This design comes from an exercise in tuning for small area on the open sky130 flow, not from production work.
Only simulation tests tie the RTL to the original design; equivalence was not proved.
Some runs may be left out. An edit can pass the tests and still lose a function that they never use.

==> run_1/pinout.png <==
Pins as bars across the die edge, other pins in grey.
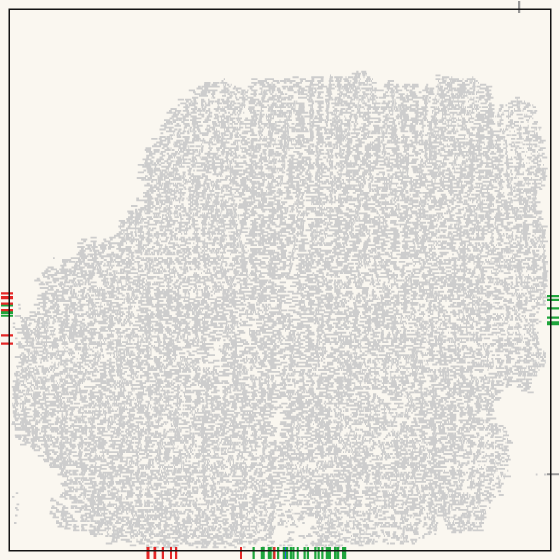
==> run_1/closeup.png <==
Scale bar: 5 um. Region (384, 226) to (404, 246) um. Cells in grey, sequential cells in the stronger grey; small squares are vias.
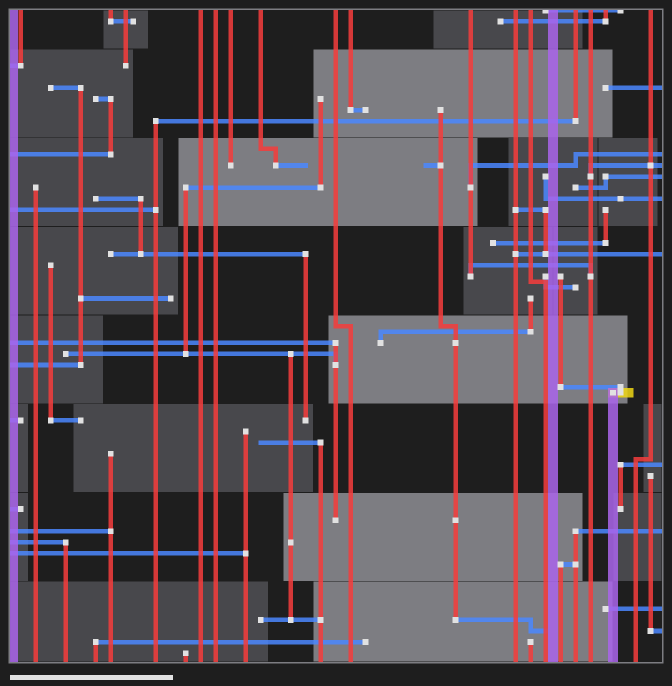
==> run_1/placed.png <==
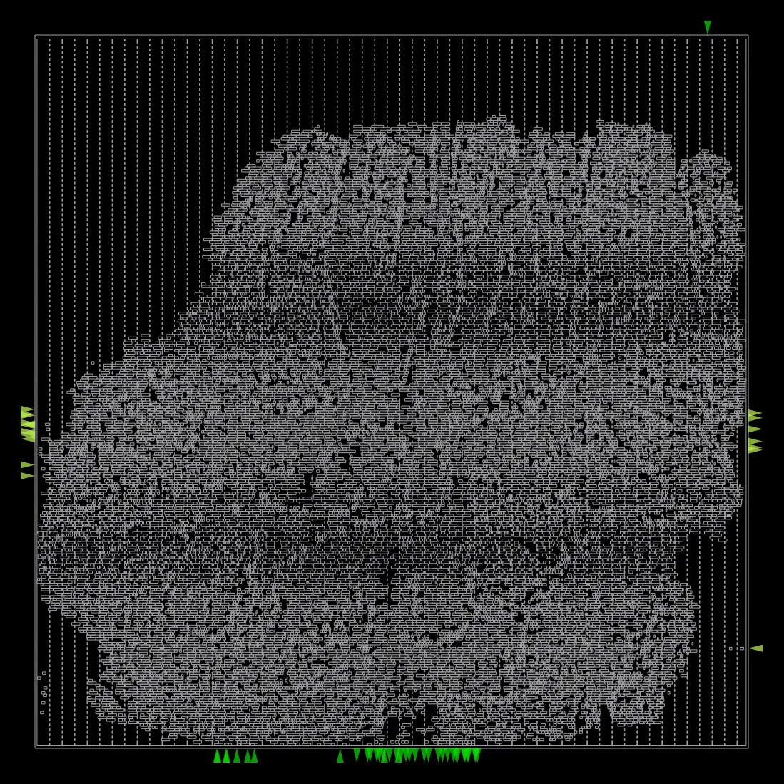
==> run_1/route_heat.png <==
39 x 39 tiles, from dark blue (low) to red (high), scaled to the fullest tile. Values are wire area over tile area, all layers added.
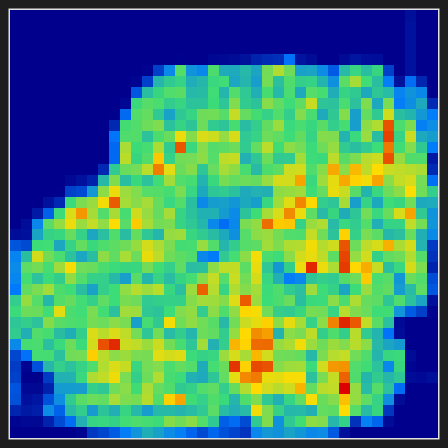
File: run.sh
#!/bin/bash
# synth_recipe.tcl (not shown) runs the flow's synth.tcl, then flattens the netlist and writes it again
# the make line also repeats each setting of config.mk as NAME=value (left out here)
make -C /OpenROAD-flow-scripts/flow DESIGN_CONFIG=/design/flow/config.mk WORK_HOME=/design/flow/orfs CLKGATE_MAP_FILE= SYNTH_SCRIPT=/design/flow/synth_recipe.tcl finish
File: config.mk
export PLATFORM = sky130hd
export DESIGN_NAME = fir_inst
export DESIGN_NICKNAME = fir_inst
export VERILOG_FILES = /design/flow/design.v
export SDC_FILE = /design/flow/constraint.sdc
export NUM_CORES = 4
export LEC_CHECK = 0
export CAP_MARGIN = 20
export CORE_MARGIN = 2
export CORE_UTILIZATION = 40
export SLEW_MARGIN = 20
File: constraint.sdc
create_clock -name core_clock -period 9.0 [get_ports {clk}]
set_input_delay 1.8000 -clock core_clock [delete_from_list [all_inputs] [get_ports {clk}]]
set_output_delay 1.8000 -clock core_clock [all_outputs]
set_load 0.01 [all_outputs]
File: design.v
function [15:0] get_coef;
input [7:0] index;
case (index)
0: get_coef = 0;
1: get_coef = 0;
2: get_coef = 2;
3: get_coef = 10;
4: get_coef = 18;
5: get_coef = 18;
6: get_coef = -1;
7: get_coef = -39;
8: get_coef = -83;
9: get_coef = -108;
10: get_coef = -85;
11: get_coef = 0;
12: get_coef = 127;
13: get_coef = 249;
14: get_coef = 296;
15: get_coef = 216;
16: get_coef = -1;
17: get_coef = -295;
18: get_coef = -552;
19: get_coef = -635;
20: get_coef = -450;
21: get_coef = 0;
22: get_coef = 587;
23: get_coef = 1085;
24: get_coef = 1240;
25: get_coef = 877;
26: get_coef = -1;
27: get_coef = -1164;
28: get_coef = -2191;
29: get_coef = -2579;
30: get_coef = -1908;
31: get_coef = 0;
32: get_coef = 2973;
33: get_coef = 6502;
34: get_coef = 9846;
35: get_coef = 12241;
36: get_coef = 13110;
37: get_coef = 12241;
38: get_coef = 9846;
39: get_coef = 6502;
40: get_coef = 2973;
41: get_coef = 0;
42: get_coef = -1908;
43: get_coef = -2579;
44: get_coef = -2191;
45: get_coef = -1164;
46: get_coef = -1;
47: get_coef = 877;
48: get_coef = 1240;
49: get_coef = 1085;
50: get_coef = 587;
51: get_coef = 0;
52: get_coef = -450;
53: get_coef = -635;
54: get_coef = -552;
55: get_coef = -295;
56: get_coef = -1;
57: get_coef = 216;
58: get_coef = 296;
59: get_coef = 249;
60: get_coef = 127;
61: get_coef = 0;
62: get_coef = -85;
63: get_coef = -108;
64: get_coef = -83;
65: get_coef = -39;
66: get_coef = -1;
67: get_coef = 18;
68: get_coef = 18;
69: get_coef = 10;
70: get_coef = 2;
71: get_coef = 0;
72: get_coef = 0;
default: get_coef = 0;
endcase
endfunction
module fir_base
#(
	parameter DATA_BITS = 16,
	parameter COEF_BITS = 16,
	parameter EXTEND_BITS = 5,
	parameter OUT_BITS = DATA_BITS + COEF_BITS + EXTEND_BITS
)
(
	input							clk			,
	input							rst			,
	input							en			,
	input	signed [DATA_BITS-1:0]	data_in_A	,
	input	signed [DATA_BITS-1:0]	data_in_B	,
	input	signed [COEF_BITS-1:0]	coef		,
	output	reg						fir_busy	,	 
	output	signed 	[OUT_BITS-1:0]	data_out	,
	output	reg						output_vld	
);
reg signed [DATA_BITS + COEF_BITS - 1:0]	data_mult;
wire signed [DATA_BITS:0]	data_in ;
assign data_in = {data_in_A[DATA_BITS-1], data_in_A} + {data_in_B[DATA_BITS-1], data_in_B};
assign data_out = {{EXTEND_BITS{data_mult[DATA_BITS + COEF_BITS - 1]}},data_mult };
always @(posedge clk or posedge rst) begin
	if (rst) begin
		fir_busy	<=	1'b0;
		data_mult	<= 	0 ;
		output_vld	<=	1'b0;
	end
	else if (en) begin
		data_mult	<=	coef != 0 ? data_in * coef : 0;
		output_vld	<=	1'b1;
	end
	else begin
		data_mult	<=	'd0;
		output_vld	<=	1'b0;
	end
end
endmodule
module fir_inst
#(
	parameter DATA_BITS = 16,	 
	parameter COEF_BITS = 16,	 
	parameter EXTEND_BITS = 5,	 
	parameter FIR_ORDER = 72,	 
	parameter OUT_BITS = DATA_BITS + COEF_BITS + EXTEND_BITS	 
)
(
	input							clk				,
	input							rst				,
	input							data_in_vld		,
	input	signed	[DATA_BITS-1:0]	data_in 		,
	output	reg signed[OUT_BITS-1:0]data_out		,
	output	reg						data_out_vld	
);
 function [15:0] get_coef;
input [7:0] index;
case (index)
0: get_coef = 0;
1: get_coef = 0;
2: get_coef = 2;
3: get_coef = 10;
4: get_coef = 18;
5: get_coef = 18;
6: get_coef = -1;
7: get_coef = -39;
8: get_coef = -83;
9: get_coef = -108;
10: get_coef = -85;
11: get_coef = 0;
12: get_coef = 127;
13: get_coef = 249;
14: get_coef = 296;
15: get_coef = 216;
16: get_coef = -1;
17: get_coef = -295;
18: get_coef = -552;
19: get_coef = -635;
20: get_coef = -450;
21: get_coef = 0;
22: get_coef = 587;
23: get_coef = 1085;
24: get_coef = 1240;
25: get_coef = 877;
26: get_coef = -1;
27: get_coef = -1164;
28: get_coef = -2191;
29: get_coef = -2579;
30: get_coef = -1908;
31: get_coef = 0;
32: get_coef = 2973;
33: get_coef = 6502;
34: get_coef = 9846;
35: get_coef = 12241;
36: get_coef = 13110;
37: get_coef = 12241;
38: get_coef = 9846;
39: get_coef = 6502;
40: get_coef = 2973;
41: get_coef = 0;
42: get_coef = -1908;
43: get_coef = -2579;
44: get_coef = -2191;
45: get_coef = -1164;
46: get_coef = -1;
47: get_coef = 877;
48: get_coef = 1240;
49: get_coef = 1085;
50: get_coef = 587;
51: get_coef = 0;
52: get_coef = -450;
53: get_coef = -635;
54: get_coef = -552;
55: get_coef = -295;
56: get_coef = -1;
57: get_coef = 216;
58: get_coef = 296;
59: get_coef = 249;
60: get_coef = 127;
61: get_coef = 0;
62: get_coef = -85;
63: get_coef = -108;
64: get_coef = -83;
65: get_coef = -39;
66: get_coef = -1;
67: get_coef = 18;
68: get_coef = 18;
69: get_coef = 10;
70: get_coef = 2;
71: get_coef = 0;
72: get_coef = 0;
default: get_coef = 0;
endcase
endfunction
localparam FIR_HALF_ORDER = FIR_ORDER / 2;   
localparam FIR_ADD_ORDER_ONE = (FIR_HALF_ORDER + 3) / 4; 
localparam FIR_ADD_ORDER_TWO = (FIR_ADD_ORDER_ONE + 3) / 4;  
reg signed 	[DATA_BITS-1:0]	data_tmp [FIR_ORDER:0] ;
wire signed [OUT_BITS-1:0]	data_out_tmp [FIR_HALF_ORDER:0] ;
reg signed 	[OUT_BITS-1:0]	dat_out_reg  [FIR_HALF_ORDER+4:0] ; 	 
reg signed [OUT_BITS-1:0]	dat_out_A [FIR_ADD_ORDER_ONE+3:0] ;	 
reg signed [OUT_BITS-1:0]	dat_out_B [FIR_ADD_ORDER_TWO+3:0] ;	 
wire		[FIR_HALF_ORDER:0]	output_vld_tmp;
always @ (posedge clk) begin
	dat_out_reg[FIR_HALF_ORDER+1] = 0;
	dat_out_reg[FIR_HALF_ORDER+2] = 0;
	dat_out_reg[FIR_HALF_ORDER+3] = 0;
	dat_out_reg[FIR_HALF_ORDER+4] = 0;
	dat_out_A[FIR_ADD_ORDER_ONE] = 0;
	dat_out_A[FIR_ADD_ORDER_ONE+1] = 0;
	dat_out_A[FIR_ADD_ORDER_ONE+2] = 0;
	dat_out_A[FIR_ADD_ORDER_ONE+3] = 0;
	dat_out_B[FIR_ADD_ORDER_TWO] = 0;
	dat_out_B[FIR_ADD_ORDER_TWO + 1] = 0;
	dat_out_B[FIR_ADD_ORDER_TWO + 2] = 0;
	dat_out_B[FIR_ADD_ORDER_TWO + 3] = 0;
end
reg vld_tap, vld_reg, vld_A, vld_B;
always @(posedge clk or posedge rst) begin
	if (rst) begin
		vld_tap <= 1'b0;
		vld_reg <= 1'b0;
		vld_A <= 1'b0;
		vld_B <= 1'b0;
		data_out_vld <= 1'b0;
	end
	else begin
		vld_tap <= data_in_vld;
		vld_reg <= &output_vld_tmp[FIR_HALF_ORDER:1];
		vld_A <= vld_reg;
		vld_B <= vld_A;
		data_out_vld <= vld_B;
	end
end
always @(posedge clk or posedge rst) begin
	if (rst) begin
		data_out 	<=	0;
	end
	else if (vld_B) begin
		data_out 	<= dat_out_B[0] + dat_out_B[1] + dat_out_B[2] + dat_out_B[3];
	end
end
always @(posedge clk or posedge rst) begin
	if (rst) begin
		data_tmp[0] <=	0;
		data_tmp[FIR_HALF_ORDER] <= 0;
		data_tmp[FIR_ORDER] <= 0;
	end
	else if (data_in_vld) begin
		data_tmp[0] <=	data_in;
		data_tmp[FIR_HALF_ORDER] <= data_tmp[FIR_HALF_ORDER-1];
		data_tmp[FIR_ORDER]	<=	data_tmp[FIR_ORDER-1];
	end
end
always @(posedge clk or posedge rst) begin
	if (rst) begin
		dat_out_reg[FIR_HALF_ORDER] <= 0;
	end
	else if (output_vld_tmp[FIR_HALF_ORDER]) begin
		dat_out_reg[FIR_HALF_ORDER] <= data_out_tmp[FIR_HALF_ORDER];
	end
end
fir_base 
#(
	.DATA_BITS(DATA_BITS),
	.COEF_BITS(COEF_BITS),
	.EXTEND_BITS(EXTEND_BITS)
	)
fir_inst_FIR_HALF_ORDER(
	.clk		(clk),
	.rst		(rst),
	.en			(vld_tap),
	.data_in_A	(data_tmp[FIR_HALF_ORDER]),
	.data_in_B	(12'd0),
	.coef		(get_coef(FIR_HALF_ORDER)),
	.fir_busy	(),
	.data_out	(data_out_tmp[FIR_HALF_ORDER]),
	.output_vld	(output_vld_tmp[FIR_HALF_ORDER])
);
generate
	genvar j;
	for (j = 1; j < FIR_HALF_ORDER; j = j + 1)
	begin: fir_base
	always @(posedge clk or posedge rst) begin
	if (rst) begin
		data_tmp[j] <=	0;
		data_tmp[FIR_HALF_ORDER + j] <= 0;
	end
	else if (data_in_vld) begin
		data_tmp[j] <=	data_tmp[j-1];
		data_tmp[FIR_HALF_ORDER + j] <= data_tmp[FIR_HALF_ORDER+j-1];
	end
	end
	fir_base
	#(
	.DATA_BITS(DATA_BITS),
	.COEF_BITS(COEF_BITS),
	.EXTEND_BITS(EXTEND_BITS)
	)
	fir_inst_NORMAL
	(
		.clk		(clk),
		.rst		(rst),
		.en			(vld_tap),
		.data_in_A	(data_tmp[j]),
		.data_in_B	(data_tmp[FIR_ORDER-j]),
		.coef		(get_coef(j)),
		.fir_busy	(),
		.data_out	(data_out_tmp[j]),
		.output_vld	(output_vld_tmp[j])
	);
	always @(posedge clk or posedge rst) begin
		if (rst) begin
			dat_out_reg[j] <= 0;
		end
		else if (output_vld_tmp[j]) begin
			dat_out_reg[j] <= data_out_tmp[j];
		end
	end
	if (j <= FIR_ADD_ORDER_ONE)
	begin
		always @(posedge clk or posedge rst) begin
			if (rst) begin
				dat_out_A[j-1] <= 0;
			end
			else begin
				dat_out_A[j-1] <= dat_out_reg[4*j-3] + dat_out_reg[4*j-2] + dat_out_reg[4*j-1] + dat_out_reg[4*j];
			end
		end
	end
	if (j <= FIR_ADD_ORDER_TWO)
	begin
		always @(posedge clk or posedge rst) begin
			if (rst) begin
				dat_out_B[j-1] <= 0;
			end
			else begin
				dat_out_B[j-1] <= dat_out_A[4*j - 4] + dat_out_A[4*j- 3] + dat_out_A[4*j - 2] + dat_out_A[4*j - 1];
			end
		end
	end
end	
endgenerate
endmodule 
==> summary.txt, run 1 <==
fin crit period 8.310 ns; Max Fclk 0.1203 GHz; critical path endpoint category flop; Inserted Diodes 16; crit-path max cell delay 0.58 ns; Hold Crit Class flop to flop; Worst-path clk slew 0.07 ns; Worst Path Required 9.83 ns; Reg area 82890 sq um; io pins 57; Final setup viols 0; multi-input combinational area share 0.5580; Leading cell kind multi-input combinational cells; detailed-route via count 154500; Slew Viols, Final 0; CP startpoint kind flop; # clock sinks 3312; nonclk inv count 2903; most used cell, CP fa_1; post-DR vias/cell 5.129; # Taps 8092; Final #Nets 26860; kind of critical path flop to flop; initial antenna violation count 57; largest buffer count on any clock path 4; worst reg2reg endpoint fir_base[29].fir_inst_NORMAL.data_mult[26]$_DFF_PP0_; post-synthesis cell count 21540; Critical Path Fanout Max 5; Critical Path End fir_base[29].fir_inst_NORMAL.data_mult[26]$_DFF_PP0_; outcome finished clean; Worst Tran Pin Value 1.201 ns; Initial Utilization 0.4019; worst hold start dat_out_A[8][29]$_DFF_PP0_; drt first pass iters 6; WL per Instance 20.60 um; pin count of the biggest net entering global routing 173; Worst path slowest cell fa_1; total negative slack 0 ns; Max H-tree Level 5; CTS tree yes; number of synthesized register bits 3312; root buffer cell clkbuf_16; worst hold endpoint dat_out_B[2][29]$_DFF_PP0_; Layout Skew 0.09036 ns
## Picture notes: pinout.png
data_out -> green  # pins 37, direction output, edge 26 bottom, 6 right, 5 left
data_in -> red  # pins 16, direction input, edge 9 bottom, 7 left
data_in_vld -> blue  # pins 1, direction input, edge bottom

## Picture notes: closeup.png
M1 -> blue
M3 -> yellow
M2 -> red
M4 -> purple
sequential cells in the window = 5
most frequent = dfrtp_1 (5), fa_1 (3)
netlist names of flops here include = dat_out_B (4), data_out (1)
cells with their middle in the window = 15

## Picture notes: placed.png
Core ar.: 611200 sq um
FFs & Latches: 3312
fin cells: 30130

## Picture notes: route_heat.png
mean over tiles = 0.16
nearly empty tiles = 23%
fullest tile = 0.41
tiles over half the peak = 42%

## run 1: worst max-delay path, delay by kind of cell (launching register included)
kind	cells	cell delay (ns)
AO/OA/AOI/OAI	12	3.27
AND/OR/NAND/NOR	5	0.83
XOR/XNOR	1	0.47
buffers and inverters	1	0.07
adder cells (fa/ha/maj)	8	3.11
flip-flops	1	0.40
## run 1: cells by family after synthesis
| group | count (synthesis) | synth area share |
|---|---|---|
| AOI/OAI and AO/OA | 3133 | 0.08373 |
| xor gates and xnor gates | 1340 | 0.04790 |
| adders and majority gates | 5132 | 0.3262 |
| buffers and inverters | 3298 | 0.05040 |
| DFF | 3312 | 0.3374 |
| muxes | 1937 | 0.08864 |
| other | 2 | 0.00003057 |
| and+or+nand+nor | 3384 | 0.06571 |
## run 1: cells in the mapped netlist, drive strengths merged (47+ instances only)
cell,count,area (sq um)
nand3,230,1151
o21a,199,1494
o21bai,149,1119
nor3b,51,382.9
and2,222,1389
nor2,1160,4354
nor3,310,1551
nand2,654,2455
or3,90,563.0
a21o,461,3461
xor2,473,4150
mux2,1907,21470
o21ai,644,3231
fa,2122,42480
dfrtp,3312,82880
a31oi,105,663.1
o31ai,58,455.4
a211oi,105,798.3
and3,115,719.4
ha,3006,37610
nand2b,169,1057
or2,56,350.3
inv,2901,10890
o31a,47,412.9
a21oi,897,4516
nand4,51,319.1
xnor2,867,7616
clkbuf,368,1381
nor2b,200,1251
## run 1: through the flow
| step | cell area [sq um] | hold WS, ns | std cells | setup slack (ns) |
|---|---|---|---|---|
| floorplan | 245700 | 0.3312 | 21540 | -38.92 |
| global placement | 256400 | 0.3360 | 29440 | 0.6950 |
| detailed placement | 256400 | 0.3355 | 29440 | 0.7151 |
| CTS | 269500 | 0.3174 | 30110 | 0.6115 |
| global route | 269600 | 0.3184 | 30110 | 0.02063 |
| finish | 269600 | 0.3256 | 30130 | 0.6903 |
## run 1: metal layers
metal / global-route usage / share of wire / vias up
met5: 0 / 0.000032 / -
met4: 0.04807 / 0.027 / 4
met3: 0.02144 / 0.038 / 682
met2: 0.3234 / 0.46 / 2342
met1: 0.2899 / 0.47 / 78650
li1: - / - / 72850
==> run 2: too many edits to list; what changed since run 1 <==
design.v: 362 -> 7042 lines; modules unchanged: 0
  fir_fa: new, 10 lines
  fir_ha: new, 9 lines
  fir_inst: edited, 245 -> 6944 lines
  removed: fir_base
==> module fir_fa as of run 2 <==
module fir_fa (
    input  a,
    input  b,
    input  c,
    output s,
    output co
);
assign s  = a ^ b ^ c;
assign co = (a & b) | (c & (a | b));
endmodule
==> module fir_ha as of run 2 <==
module fir_ha (
    input  a,
    input  b,
    output s,
    output co
);
assign s  = a ^ b;
assign co = a & b;
endmodule
--- a/config.mk
+++ b/config.mk
@@ -8,4 +8,6 @@
 export CAP_MARGIN = 20
 export CORE_MARGIN = 2
-export CORE_UTILIZATION = 40
+export CORE_UTILIZATION = 50
 export SLEW_MARGIN = 20
+export SYNTH_HIERARCHICAL = 1
+export SYNTH_MINIMUM_KEEP_SIZE = 0
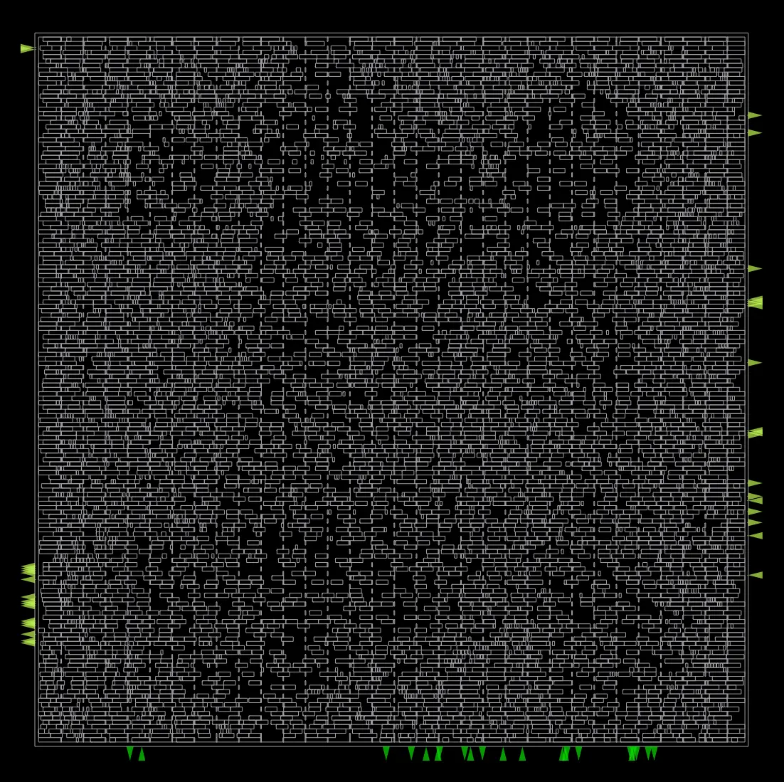
(run_2/placed.png)
Std-Cell Rows: 161
number of fill cells: 15170

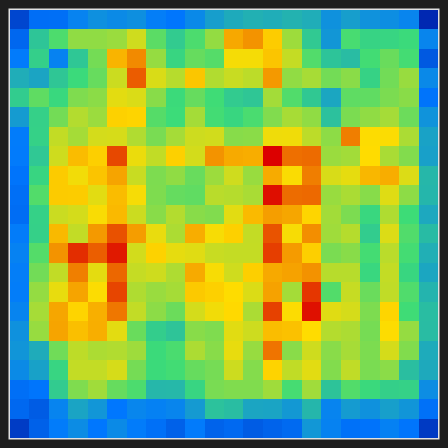
(run_2/route_heat.png)
22 x 22 tiles, from dark blue (low) to red (high), scaled to the fullest tile. Values are wire area over tile area, all layers added.
tiles over half the peak = 68%
mean over tiles = 0.37
densest ninth of the die = centre
fullest tile = 0.64

==> run 2 against run 1 <==
Still clean. Clock skew decreased by 0.055 ns. Clock-buffer cell count decreased by 301. Critical endpoint is now r1_n7375$_DFF_P_.
==> summary.txt, run 2 <==
outcome finished clean; initial antenna violation count 20 (-65%); largest buffer count on any clock path 3 (-1); WL per Instance 47.66 um (+130%); most used cell, CP fa_1; io pins 57 (unchanged); CP startpoint kind flop; GRT met1 Usage 0.5821 (+0.2922); Slew Viols, Final 0 (unchanged); post-synthesis compound-gate area fraction 0.009703 (-0.07403); Reg area 38080 sq um (-54%); number of synthesized register bits 1324 (-60%); WL met3 44680 um (+88%); detailed-route via count 54040 (-65%); fin cells 8750 (-71%); CTS tree yes; synth top area cells fa_1, edfxtp_1, nand2_1; total negative slack 0 ns (unchanged); Final #Nets 8672 (-68%); kind of critical path flop to flop; GRT Max-Usage Layer met2; area leader, netlist fa_1; M3 GR Usage 0.1252 (+0.1038); Synth Area in Simple Gates 0.04116 (-0.02455); most frequent cell after synthesis fa_1; fin crit period 8.793 ns (+0.4832 ns); M1 wire length 154600 um (-48%); Critical Path Fanout Max 12 (+7); Initial Utilization 0.5019 (+0.09995); pin count of the biggest net entering global routing 182 (+5.2%); post-DR vias/cell 6.176 (+20%); share of the synthesized area in the top cell type 0.5110 (+0.1736); Hold Crit Class flop to flop; largest family of logic cells by synthesized area adder cells; highest metal used met5
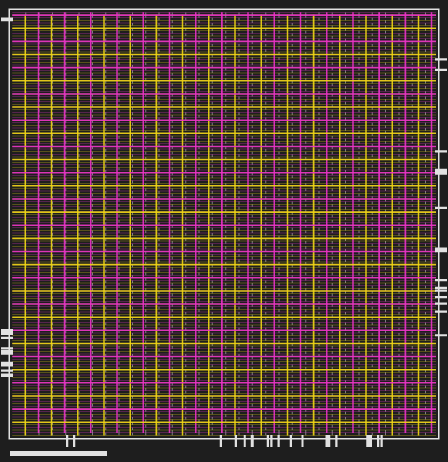
(run_2/floorplan.png)
Scale bar: 100 um. Pins as bars on the die edge. Tap cells in grey.
VSS -> yellow
VDD -> magenta
signal pins = 57
rows = 161
met4 straps = 32
tap cells = 2526
met5 straps = 32

==> run 2: cell count changes after synthesis, moves of 340 or more <==
cell and change:
edfxtp_1 +1120, o21ai_0 -582, fa_1 +340, nor2_1 -1160
nand2_1 +344, ha_1 -2909, xnor2_1 -864, a21oi_1 -864
a21o_1 -392, dfrtp_1 -3240, clkbuf_1 -368, xor2_1 -472
inv_1 -2384, mux2_2 -1906
==> run 2: cell families (layout without fill, tap and decap cells) <==
family / count (synthesis) / count (layout)
compound gates: 142 / 142
flops: 1324 / 1324
buf+inv: 683 / 1155
fa+ha+maj: 2564 / 2564
other cells: 0 / 4
simple gates: 1035 / 1035
==> run 2: path summary, 6_finish.rpt <==
kind	from	to	slack, ns	cells after the start
hold reg to reg	r1_n2265$_DFF_P_	r2_n2265$_DFF_P_	0.33	0
setup / recovery	v[35]$_DFF_PP0_	r1_n7375$_DFF_P_	0.21	16
min in group asynchronous	rst	data_out_vld$_DFF_PP0_	1.35	2
setup reg to reg	v[35]$_DFF_PP0_	r1_n7375$_DFF_P_	0.21	16
hold / removal	r1_n2265$_DFF_P_	r2_n2265$_DFF_P_	0.33	0
max in group asynchronous	rst	v[2]$_DFF_PP0_	6.18	3
==> run 2: Yosys stat by module, one instance, submodules excluded <==
module | copies in the design | area, sq um | cells inside
fir_ha | 71 | 12.51 | 1
fir_inst | 1 | 46280 | 3215
fir_fa | 2462 | 20.02 | 1
==> run 2: cell type report <==
class                   count  area share
diodes                      4  0.00009356
clock buffers             188     0.03774
clock inverters            89     0.01068
inverters                 512     0.01799
multi-input cells        3741      0.5184
flip-flops and latches   1324      0.3559
well taps                2526     0.02954
repair buffers            366     0.02966
==> run 2: metrics by stage <==
stage | hold slack (ns) | setup slack (ns) | area, sq um
finish | 0.3254 | 0.2071 | 107000
global placement | 0.3112 | 0.2895 | 101800
global route | 0.3295 | 0.1106 | 107000
floorplan | 0.3096 | 1.522 | 96450
detailed placement | 0.3121 | 0.3005 | 101800
CTS | 0.3252 | 0.2879 | 107000

[static timing again, ports no longer ideal]
In the flow no input, the clock included, has a driving cell. The finished layouts below were timed again as built, in two steps.
Step 1: set_driving_cell puts a clkbuf_16 on clk and a buf_2 on each other input, an assumption about the parent block.
Step 2 also shifts input and output timing later by t, the mid clock arrival at the registers, as if the neighbouring blocks saw the same clock.
Slacks: ideal / step 1 / step 2; pairs: ideal / step 1.
run	shift t [ns]	setup slack, ns	hold slack, ns
run 1	1.136	0.690 / 0.690 / 0.690	0.326 / 0.326 / 0.326
run 2	0.942	0.207 / 0.207 / 0.207	0.325 / 0.325 / 0.325
After both steps setup and hold are still met in every run listed.
